From an optimization exercise on the open Yosys and OpenROAD flow, aimed at small area and a short achievable clock period; shortcuts taken in it are not production practice.
Function was checked by simulation only, so behaviour that the tests miss may differ from the original.
Not every run is shown, and edits may drop behaviour that the tests do not exercise.

--- flow/design.v: outline only ---
// module mac9: 7165 lines
// module fa_cell: 4 lines
// module ha_cell: 4 lines
// module nand2_cell: 3 lines
// module nand3_cell: 3 lines
// module and3_cell: 3 lines
// module sel3n: 3 lines
// module linebuffer_3x3: 47 lines
// module conv_top: 63 lines
module conv_top (
  input  logic               clk,
  input  logic               rstn,
  input  logic               valid_in,
  input  logic [7:0]         px_in,
  input  logic               kernel_wr,
  input  logic [3:0]         kernel_addr,
  input  logic signed [15:0] kernel_data,
  output logic               valid_out,
  output logic [7:0]         px_out
);
  // ...
==> flow/flow/run.sh <==
#!/bin/bash
# The standard layout, with two changes to how it is optimised:
#  - the port buffers that buffer_ports inserts are plain buffers
#    (sky130_fd_sc_hd__buf_4) instead of the default delay buffers;
#  - ORFS's timing repair aims for a setup slack of 5.25 ns at the design's
#    clock period (SETUP_SLACK_MARGIN), so that it keeps improving paths
#    the global-route estimate already sees as meeting 3 ns.
# The clock period and constraints are the design's.  The full output of
# the run goes to standard.log in this folder; ORFS also keeps its per-step
# logs under orfs/logs.
set -euo pipefail
export BUFFER_PORTS_ARGS="-buffer_cell sky130_fd_sc_hd__buf_4"
export SETUP_SLACK_MARGIN=5.25
bash standard.sh > standard.log 2>&1
==> flow/standard.sh <==
#!/bin/bash
# synth_recipe.tcl (not shown) runs the flow's synth.tcl, then flattens the netlist and writes it again
# the make line also repeats each setting of config.mk as NAME=value (left out here)
make -C /OpenROAD-flow-scripts/flow DESIGN_CONFIG=/design/flow/config.mk WORK_HOME=/design/flow/orfs CLKGATE_MAP_FILE= SYNTH_SCRIPT=/design/flow/synth_recipe.tcl "${@:-finish}"
==> flow/config.mk <==
export PLATFORM = sky130hd
export DESIGN_NAME = conv_top
export DESIGN_NICKNAME = conv_top
export VERILOG_FILES = /design/flow/design.v
export SDC_FILE = /design/flow/constraint.sdc
export NUM_CORES = 4
export LEC_CHECK = 0
export ABC_CLOCK_PERIOD_IN_PS = 2500
export CAP_MARGIN = 20
export CORE_MARGIN = 2
export CORE_UTILIZATION = 45
export CTS_CLUSTER_DIAMETER = 110
export CTS_CLUSTER_SIZE = 20
export PLACE_DENSITY = 0.65
export SLEW_MARGIN = 20
export SYNTH_HIERARCHICAL = 1
export SYNTH_MINIMUM_KEEP_SIZE = 0
==> flow/constraint.sdc <==
create_clock -name core_clock -period 8.0 [get_ports {clk}]
set_input_delay 1.6000 -clock core_clock [delete_from_list [all_inputs] [get_ports {clk}]]
set_output_delay 1.6000 -clock core_clock [all_outputs]
set_load 0.01 [all_outputs]
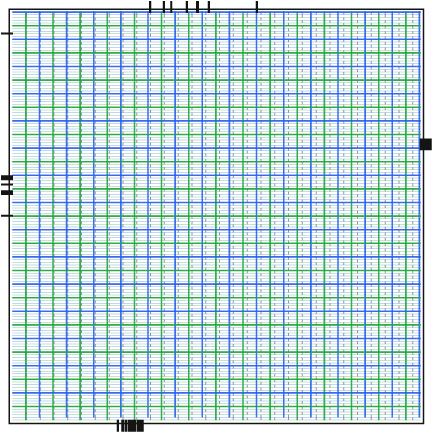
**Above:** run 1 (PDN straps and rails).
(1 px per um) Pins as bars on the die edge. Tap cells in gray.
blue -> VDD
green -> VSS
met5 straps = 30
tap cells = 2204
met4 straps = 30
met1 rails = 151
rows = 150
Die H: 413 um

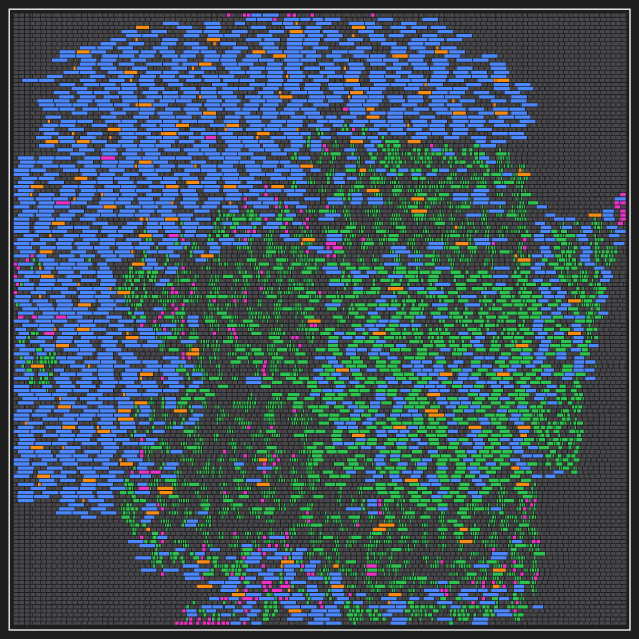
**Above:** run 1 (placed cells, one color a class).
(1.5 px per um) Fill, decap, tap and diode cells in gray.
orange -> clock drivers and dummy loads  # cells 179, share of their area 3.8%
blue -> registers  # cells 1725, share of their area 58%
magenta -> remaining buffers and delay cells  # cells 228, share of their area 2.5%
green -> remaining logic cells  # cells 3763, share of their area 35%
fin util: 0.496
core area: 167000 um^2
Std-Cell Rows: 150
Seq/total area: 0.564

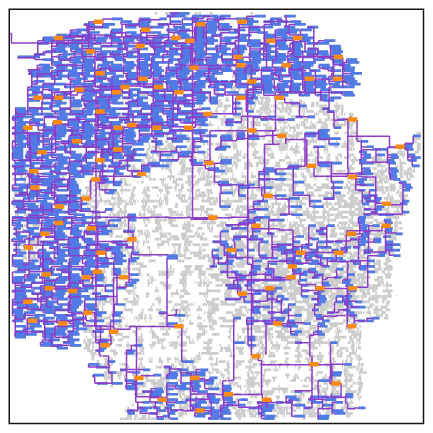
**Above:** run 1 (clock distribution).
(1 px per um)
purple -> clock wires  # length 18500 um
orange -> clock-net drivers  # count 100
blue -> flip-flops  # count 1725
flops lie = widely spread
routed clock nets = 101

==> flow_summary.yaml, run 1 <==
status:
  outcome: "no timing/DRC/antenna violations"
flow_run:
  drv_cap: 0
timing:
  setup_ws_ns: 5.18
  final_max_slew_viol_count: 0
  period_minus_slack_ns: 2.82
  worst-slew-pin-transition_ns: 1.22
  slew_headroom: 0.185
cells_and_area:
  multi_input_area_um2: 27900
  clock_area_frac: 0.0372
  multi_input_cells: 3665
  seq_area_um2: 46600
  buf_share: 0.0238
  final_cell_mix: "1684 x nand2_1, 1192 x edfxtp_1, 605 x fa_1"
  fillers: 14122
  antenna_cells: 10
  final-instance-count-excl-fill: 8109
clocking:
  numCtsBuffers: 100
  root_buffer: "clkbuf_16"
  insertion_delay_ns: 0.80
  cts.clk_slew.worst_paths_ns: 0.08
  cts_setup_buffers: 80
  cts_hold_buf: 0
floorplanning:
  taps: 2204
yosys:
  yosysSeqAreaShare: 0.618
  synth_common_cells: "1684 x nand2_1, 1192 x edfxtp_1, 625 x fa_1"
  syn_nets: 6374
  synth_edf_count: 1192
  synth_flop_cell: "edfxtp_1"
  synth.area.mux_share: 0.000133
  synth-seq-cells: 1725
  async_flop_share: 0
hold_path:
  hold_depth: 0
placement:
  dpl_worst_slack_ns: 4.94
  port_buffers: 40
  dp.cells: 7755
  place.gp.congestion: 1.02
drt:
  first_pass_iters: 8
  initialDrtViolationCount: 5869
  viasPerCell: 5.50
  drt-total-wl_um: 214000
  dr_wl_met2_um: 94400
  drc: 0
worst_setup_path:
  r2r_slack_ns: 5.22
  critPathTopFamily: "flip-flops"
  cp_cell_sequence: "buf_6"
  critPathBufInv: 1
  critPathMaxFanout: 1
  slowest_delay_ns: 0.33
grt:
  use_met3: 0.0575
  grt-ovfl-total: 0
## Run 2: what changed since run 1
--- a/flow/config.mk
+++ b/flow/config.mk
@@ -16,2 +16,3 @@
 export SYNTH_HIERARCHICAL = 1
 export SYNTH_MINIMUM_KEEP_SIZE = 0
+export TNS_END_PERCENT = 10
==> flow_summary.yaml, run 2 <==
floorplanning:
  core_area_um2: 167000
  die_area_um2: 170000
  fp.dieH_um: 413
  rows: 150
timing:
  final_max_slew_viol_count: 0
  timing.final.crit_share: 0.360
  worst-slew-pin-transition_ns: 1.24
  period_minus_slack_ns: 2.88
worst_setup_path:
  critPathBufInv: 0
  cp_cell_sequence: "nand2_1 -> nand3_1 -> fa_1 -> fa_1 -> fa_1"
  slowest_delay_ns: 0.78
  r2r_slack_ns: 5.12
  crit_slowest_cell: "fa_1"
  critPathTopFamily: "adder cells"
  path_depth: 5
  critPathMaxFanout: 9
yosys:
  synth_edf_count: 1192
  syn_nets: 6374
  async_flop_share: 0
  synth.area.mux_share: 0.000133
  synth-seq-cells: 1725
  synth_common_cells: "1684 x nand2_1, 1192 x edfxtp_1, 625 x fa_1"
flow_run:
  drv_cap: 0
status:
  outcome: "no timing/DRC/antenna violations"
cells_and_area:
  multi_input_area_um2: 27800
  final_cell_mix: "1684 x nand2_1, 1192 x edfxtp_1, 623 x fa_1"
  antenna_cells: 6
  buf_share: 0.0149
  seq_area_um2: 46600
  fillers: 14157
drt:
  dr_wl_met2_um: 93600
  initialDrtViolationCount: 5637
  drt-total-wl_um: 213000
  drc: 0
  viasPerCell: 5.50
  first_pass_iters: 8
grt:
  use_met3: 0.0587
  grt-ovfl-total: 0
  antenna_found_initial: 8
clocking:
  root_buffer: "clkbuf_16"
  numCtsBuffers: 100
  cts_setup_buffers: 58
  cts.clk_slew.worst_paths_ns: 0.08
  cts_hold_buf: 0
  insertion_delay_ns: 0.79
placement:
  port_buffers: 40
  dp.cells: 7755
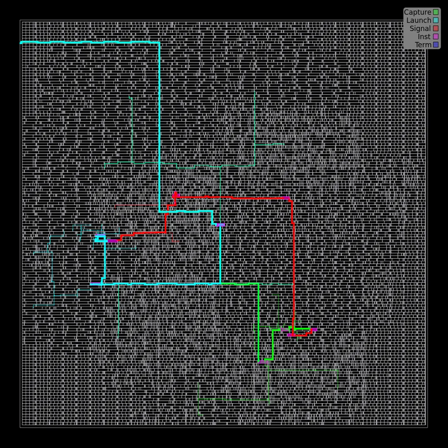
**Above:** run 2 (the worst timing path).
fin util: 0.491
Final Non-Filler Cells: 8011
final setup margin: 5.12 ns

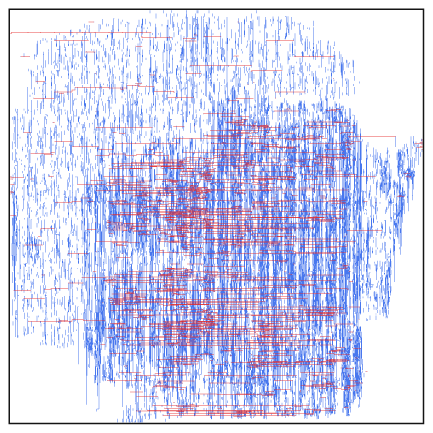
**Above:** run 2 (metal layers overlaid).
(1 px per um) Only two layers are drawn.
blue -> M2  # wire length 93.6 mm
red -> M3  # wire length 19400 um

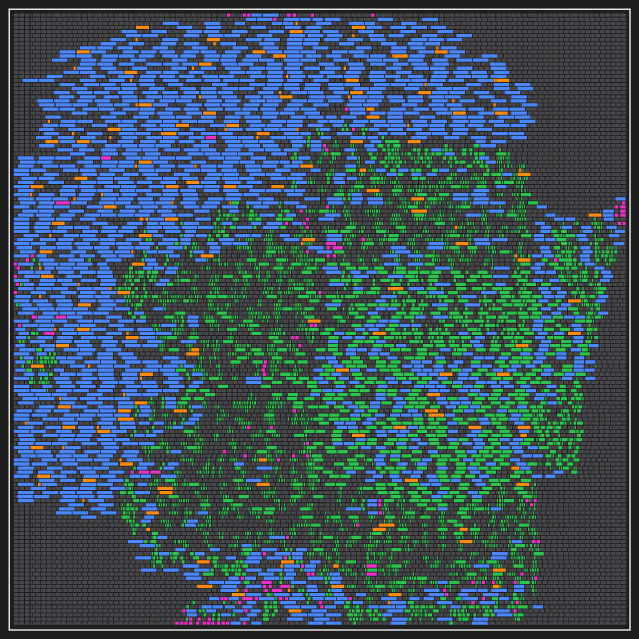
**Above:** run 2 (placed cells, one color a class).
(1.5 px per um) Fill, decap, tap and diode cells in gray.
blue -> registers  # cells 1725, share of their area 59%
green -> remaining logic cells  # cells 3763, share of their area 36%
orange -> clock drivers and dummy loads  # cells 179, share of their area 3.9%
magenta -> remaining buffers and delay cells  # cells 134, share of their area 1.5%
Seq/total area: 0.569
Final Instance Area: 81900 um^2

## Run 3: what changed since run 2
--- a/flow/config.mk
+++ b/flow/config.mk
@@ -9,10 +9,9 @@
 export CAP_MARGIN = 20
 export CORE_MARGIN = 2
-export CORE_UTILIZATION = 45
+export CORE_UTILIZATION = 55
 export CTS_CLUSTER_DIAMETER = 110
 export CTS_CLUSTER_SIZE = 20
-export PLACE_DENSITY = 0.65
+export PLACE_DENSITY = 0.72
 export SLEW_MARGIN = 20
 export SYNTH_HIERARCHICAL = 1
 export SYNTH_MINIMUM_KEEP_SIZE = 0
-export TNS_END_PERCENT = 10
==> flow_summary.yaml, run 3 <==
yosys:
  synth_flop_cell: "edfxtp_1"
  syn_nets: 6374
  async_flop_share: 0
  synth_edf_count: 1192
  synth.area.mux_share: 0.000133
status:
  outcome: "no timing/DRC/antenna violations"
drt:
  viasPerCell: 5.86
  dr_wl_met2_um: 94400
  drc: 0
hold_path:
  hold_depth: 0
timing:
  slew_headroom: 0.180
  worst-slew-pin-transition_ns: 1.23
  final_max_slew_viol_count: 0
worst_setup_path:
  crit_slowest_cell: "dfxtp_2"
  critPathMaxFanout: 1
  cp_cell_sequence: "buf_6"
clocking:
  root_buffer: "clkbuf_16"
  insertion_delay_ns: 0.77
  numCtsBuffers: 99
cells_and_area:
  final_cell_mix: "1684 x nand2_1, 1192 x edfxtp_1, 616 x fa_1"
  stdcell_area_um2: 81900
  multi_input_area_um2: 27900
  seq_area_um2: 46600
  seq_share: 0.569
  fillers: 10297
  antenna_cells: 9
floorplanning:
  rows: 135
  core_area_um2: 136000
  die_area_um2: 140000
placement:
  place.gp.congestion: 1.04
  port_buffers: 40
flow_run:
  drv_cap: 0
grt:
  grt-ovfl-total: 0
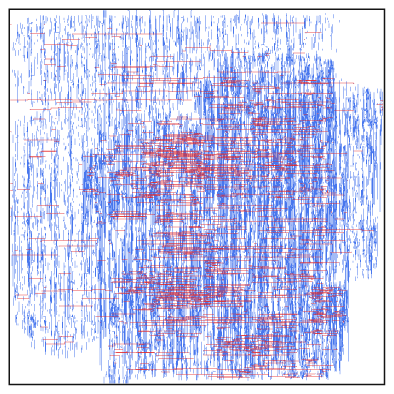
**Above:** run 3 (metal layers overlaid).
(1 px per um) Only two layers are drawn.
blue -> M2  # wire length 94.4 mm
red -> M3  # wire length 19600 um
global-route usage over all layers: 0.303
drt wl/cell: 27.8 um
vias: 44800
WL final: 212000 um

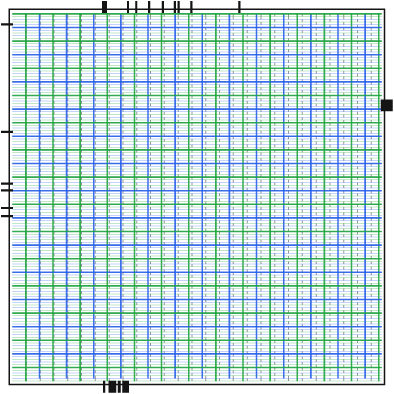
**Above:** run 3 (PDN straps and rails).
(1 px per um) Pins as bars on the die edge. Tap cells in gray.
blue -> VDD
green -> VSS
met4 straps = 27
rows = 135
signal pins = 41
tap cells = 1781
met5 straps = 27
Die H: 374 um
DIE WIDTH: 374 um

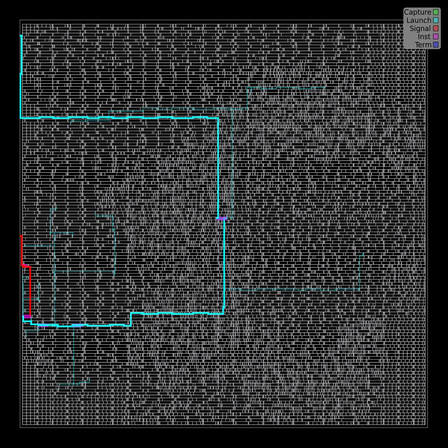
**Above:** run 3 (the worst timing path).
final setup margin: 5.19 ns
fin util: 0.604
Setup TNS: 0 ns
Final min period: 2.81 ns

## Run 4: what changed since run 3
--- a/flow/flow/run.sh
+++ b/flow/flow/run.sh
@@ -3,5 +3,5 @@
 #  - the port buffers that buffer_ports inserts are plain buffers
 #    (sky130_fd_sc_hd__buf_4) instead of the default delay buffers;
-#  - ORFS's timing repair aims for a setup slack of 5.25 ns at the design's
+#  - ORFS's timing repair aims for a setup slack of 5.45 ns at the design's
 #    clock period (SETUP_SLACK_MARGIN), so that it keeps improving paths
 #    the global-route estimate already sees as meeting 3 ns.
@@ -11,4 +11,4 @@
 set -euo pipefail
 export BUFFER_PORTS_ARGS="-buffer_cell sky130_fd_sc_hd__buf_4"
-export SETUP_SLACK_MARGIN=5.25
+export SETUP_SLACK_MARGIN=5.45
 bash standard.sh > standard.log 2>&1
--- a/flow/config.mk
+++ b/flow/config.mk
@@ -9,8 +9,8 @@
 export CAP_MARGIN = 20
 export CORE_MARGIN = 2
-export CORE_UTILIZATION = 55
+export CORE_UTILIZATION = 45
 export CTS_CLUSTER_DIAMETER = 110
 export CTS_CLUSTER_SIZE = 20
-export PLACE_DENSITY = 0.72
+export PLACE_DENSITY = 0.65
 export SLEW_MARGIN = 20
 export SYNTH_HIERARCHICAL = 1
==> flow_summary.yaml, run 4 <==
status:
  outcome: "no timing/DRC/antenna violations"
hold_path:
  hold_depth: 0
drt:
  vias: 45645
  first_pass_iters: 8
  initialDrtViolationCount: 5843
  drc: 0
  dr_wl_met2_um: 96700
clocking:
  numCtsBuffers: 99
  insertion_delay_ns: 0.78
  cts_setup_buffers: 272
  cts_hold_buf: 0
  root_buffer: "clkbuf_16"
  cts.clk_slew.worst_paths_ns: 0.08
worst_setup_path:
  critPathTopFamily: "flip-flops"
  cp_cell_sequence: "buf_6"
  path_depth: 1
  slowest_delay_ns: 0.32
  critPathBufInv: 1
  crit_slowest_cell: "dfxtp_2"
timing:
  final_max_slew_viol_count: 0
  slew_headroom: 0.194
  tns_ns: 0
  timing.final.crit_share: 0.349
  setup_ws_ns: 5.21
  worst-slew-pin-transition_ns: 1.21
  period_minus_slack_ns: 2.79
floorplanning:
  rows: 150
  die_area_um2: 170000
  die_width_um: 413
  core_area_um2: 167000
  taps: 2204
cells_and_area:
  clock_area_frac: 0.0353
  stdcell_area_um2: 86100
  buf_share: 0.0414
  final-instance-count-excl-fill: 8264
  multi_input_cells: 3665
  multi_input_area_um2: 29500
  fillers: 13836
  seq_area_um2: 46800
  multi_input_area_share: 0.343
  fin_util: 0.516
  final_cell_mix: "1624 x nand2_1, 1192 x edfxtp_1, 426 x fa_1"
yosys:
  synth_edf_count: 1192
  synth-seq-cells: 1725
  synth_flop_cell: "edfxtp_1"
  async_flop_share: 0
  yosysSeqAreaShare: 0.618
  synth.area.mux_share: 0.000133
  syn_nets: 6374
placement:
  dpl_worst_slack_ns: 4.79
  dp.cells: 7759
  place.gp.congestion: 0.996
grt:
  grt-ovfl-total: 0
  antenna_found_initial: 10
  use_met3: 0.0582
flow_run:
  drv_cap: 0
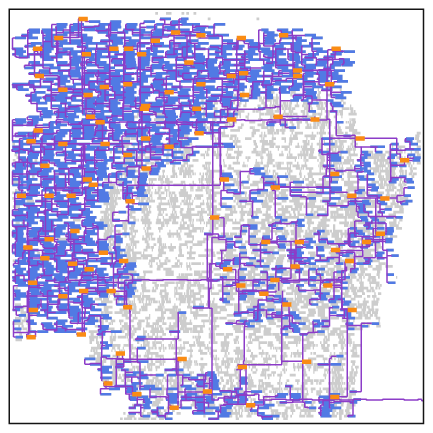
**Above:** run 4 (clock distribution).
(1 px per um)
blue -> flip-flops  # count 1725
orange -> clock-net drivers  # count 99
purple -> clock wires  # length 18400 um
routed clock nets = 100
flops lie = widely spread
Layout Skew: 0.0682 ns

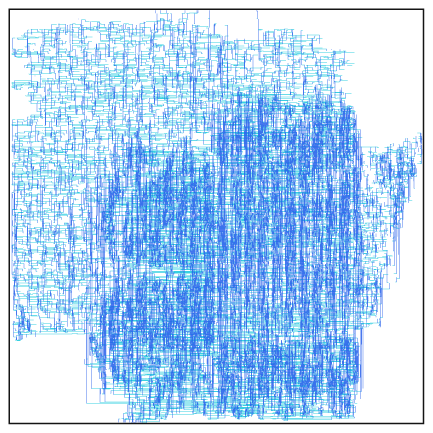
**Above:** run 4 (metal layers overlaid).
(1 px per um) Only two layers are drawn.
blue -> M2  # wire length 96.7 mm
cyan -> M1  # wire length 87.0 mm
drt wl/cell: 26.4 um
global-route usage over all layers: 0.254

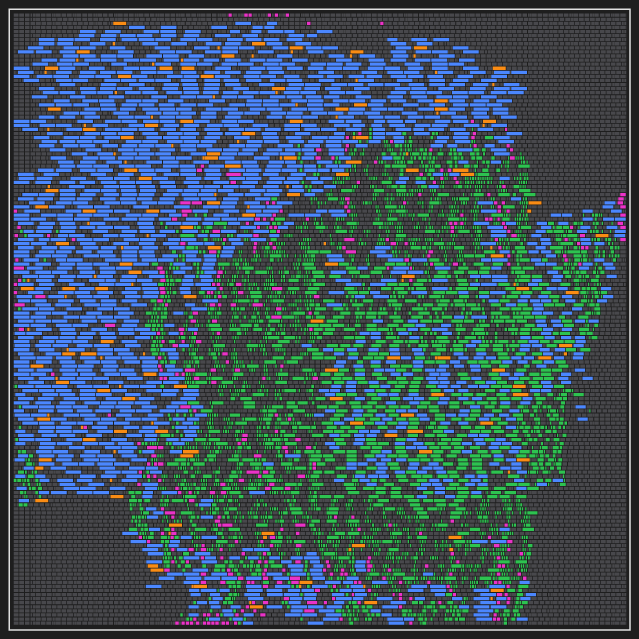
**Above:** run 4 (placed cells, one color a class).
(1.5 px per um) Fill, decap, tap and diode cells in gray.
orange -> clock drivers and dummy loads  # cells 179, share of their area 3.6%
magenta -> remaining buffers and delay cells  # cells 388, share of their area 4.3%
blue -> registers  # cells 1725, share of their area 56%
green -> remaining logic cells  # cells 3763, share of their area 36%

==> separate check: timing with driven ports <==
The flow's constraints put no driver on any port. The routed layouts listed below were extracted and timed again, unchanged, in two steps. Step 1 assumes that a clkbuf_16 drives the clock port and a buf_2 every other input. Step 2 adds t to the input delays and takes it off the output delays; t is the mean of the earliest and latest rising clock arrival at the registers after step 1. Input paths then give back, and output paths get back, about the clock's delay inside the block. Slacks: no drivers / after step 1 / after step 2; pairs: no drivers / after step 1.
run	t (ns)	setup WS [ns]	worst register clock-pin slew, ns	cell pins on the clock port's net
run 1	0.845	5.177 / 5.094 / 5.218	0.10 / 0.10	1
run 2	0.840	5.119 / 5.103 / 5.119	0.10 / 0.10	1
run 3	0.816	5.189 / 5.112 / 5.193	0.10 / 0.10	1
run 4	0.847	5.208 / 5.110 / 5.274	0.10 / 0.10	1
After both steps setup and hold are still met in every run listed.
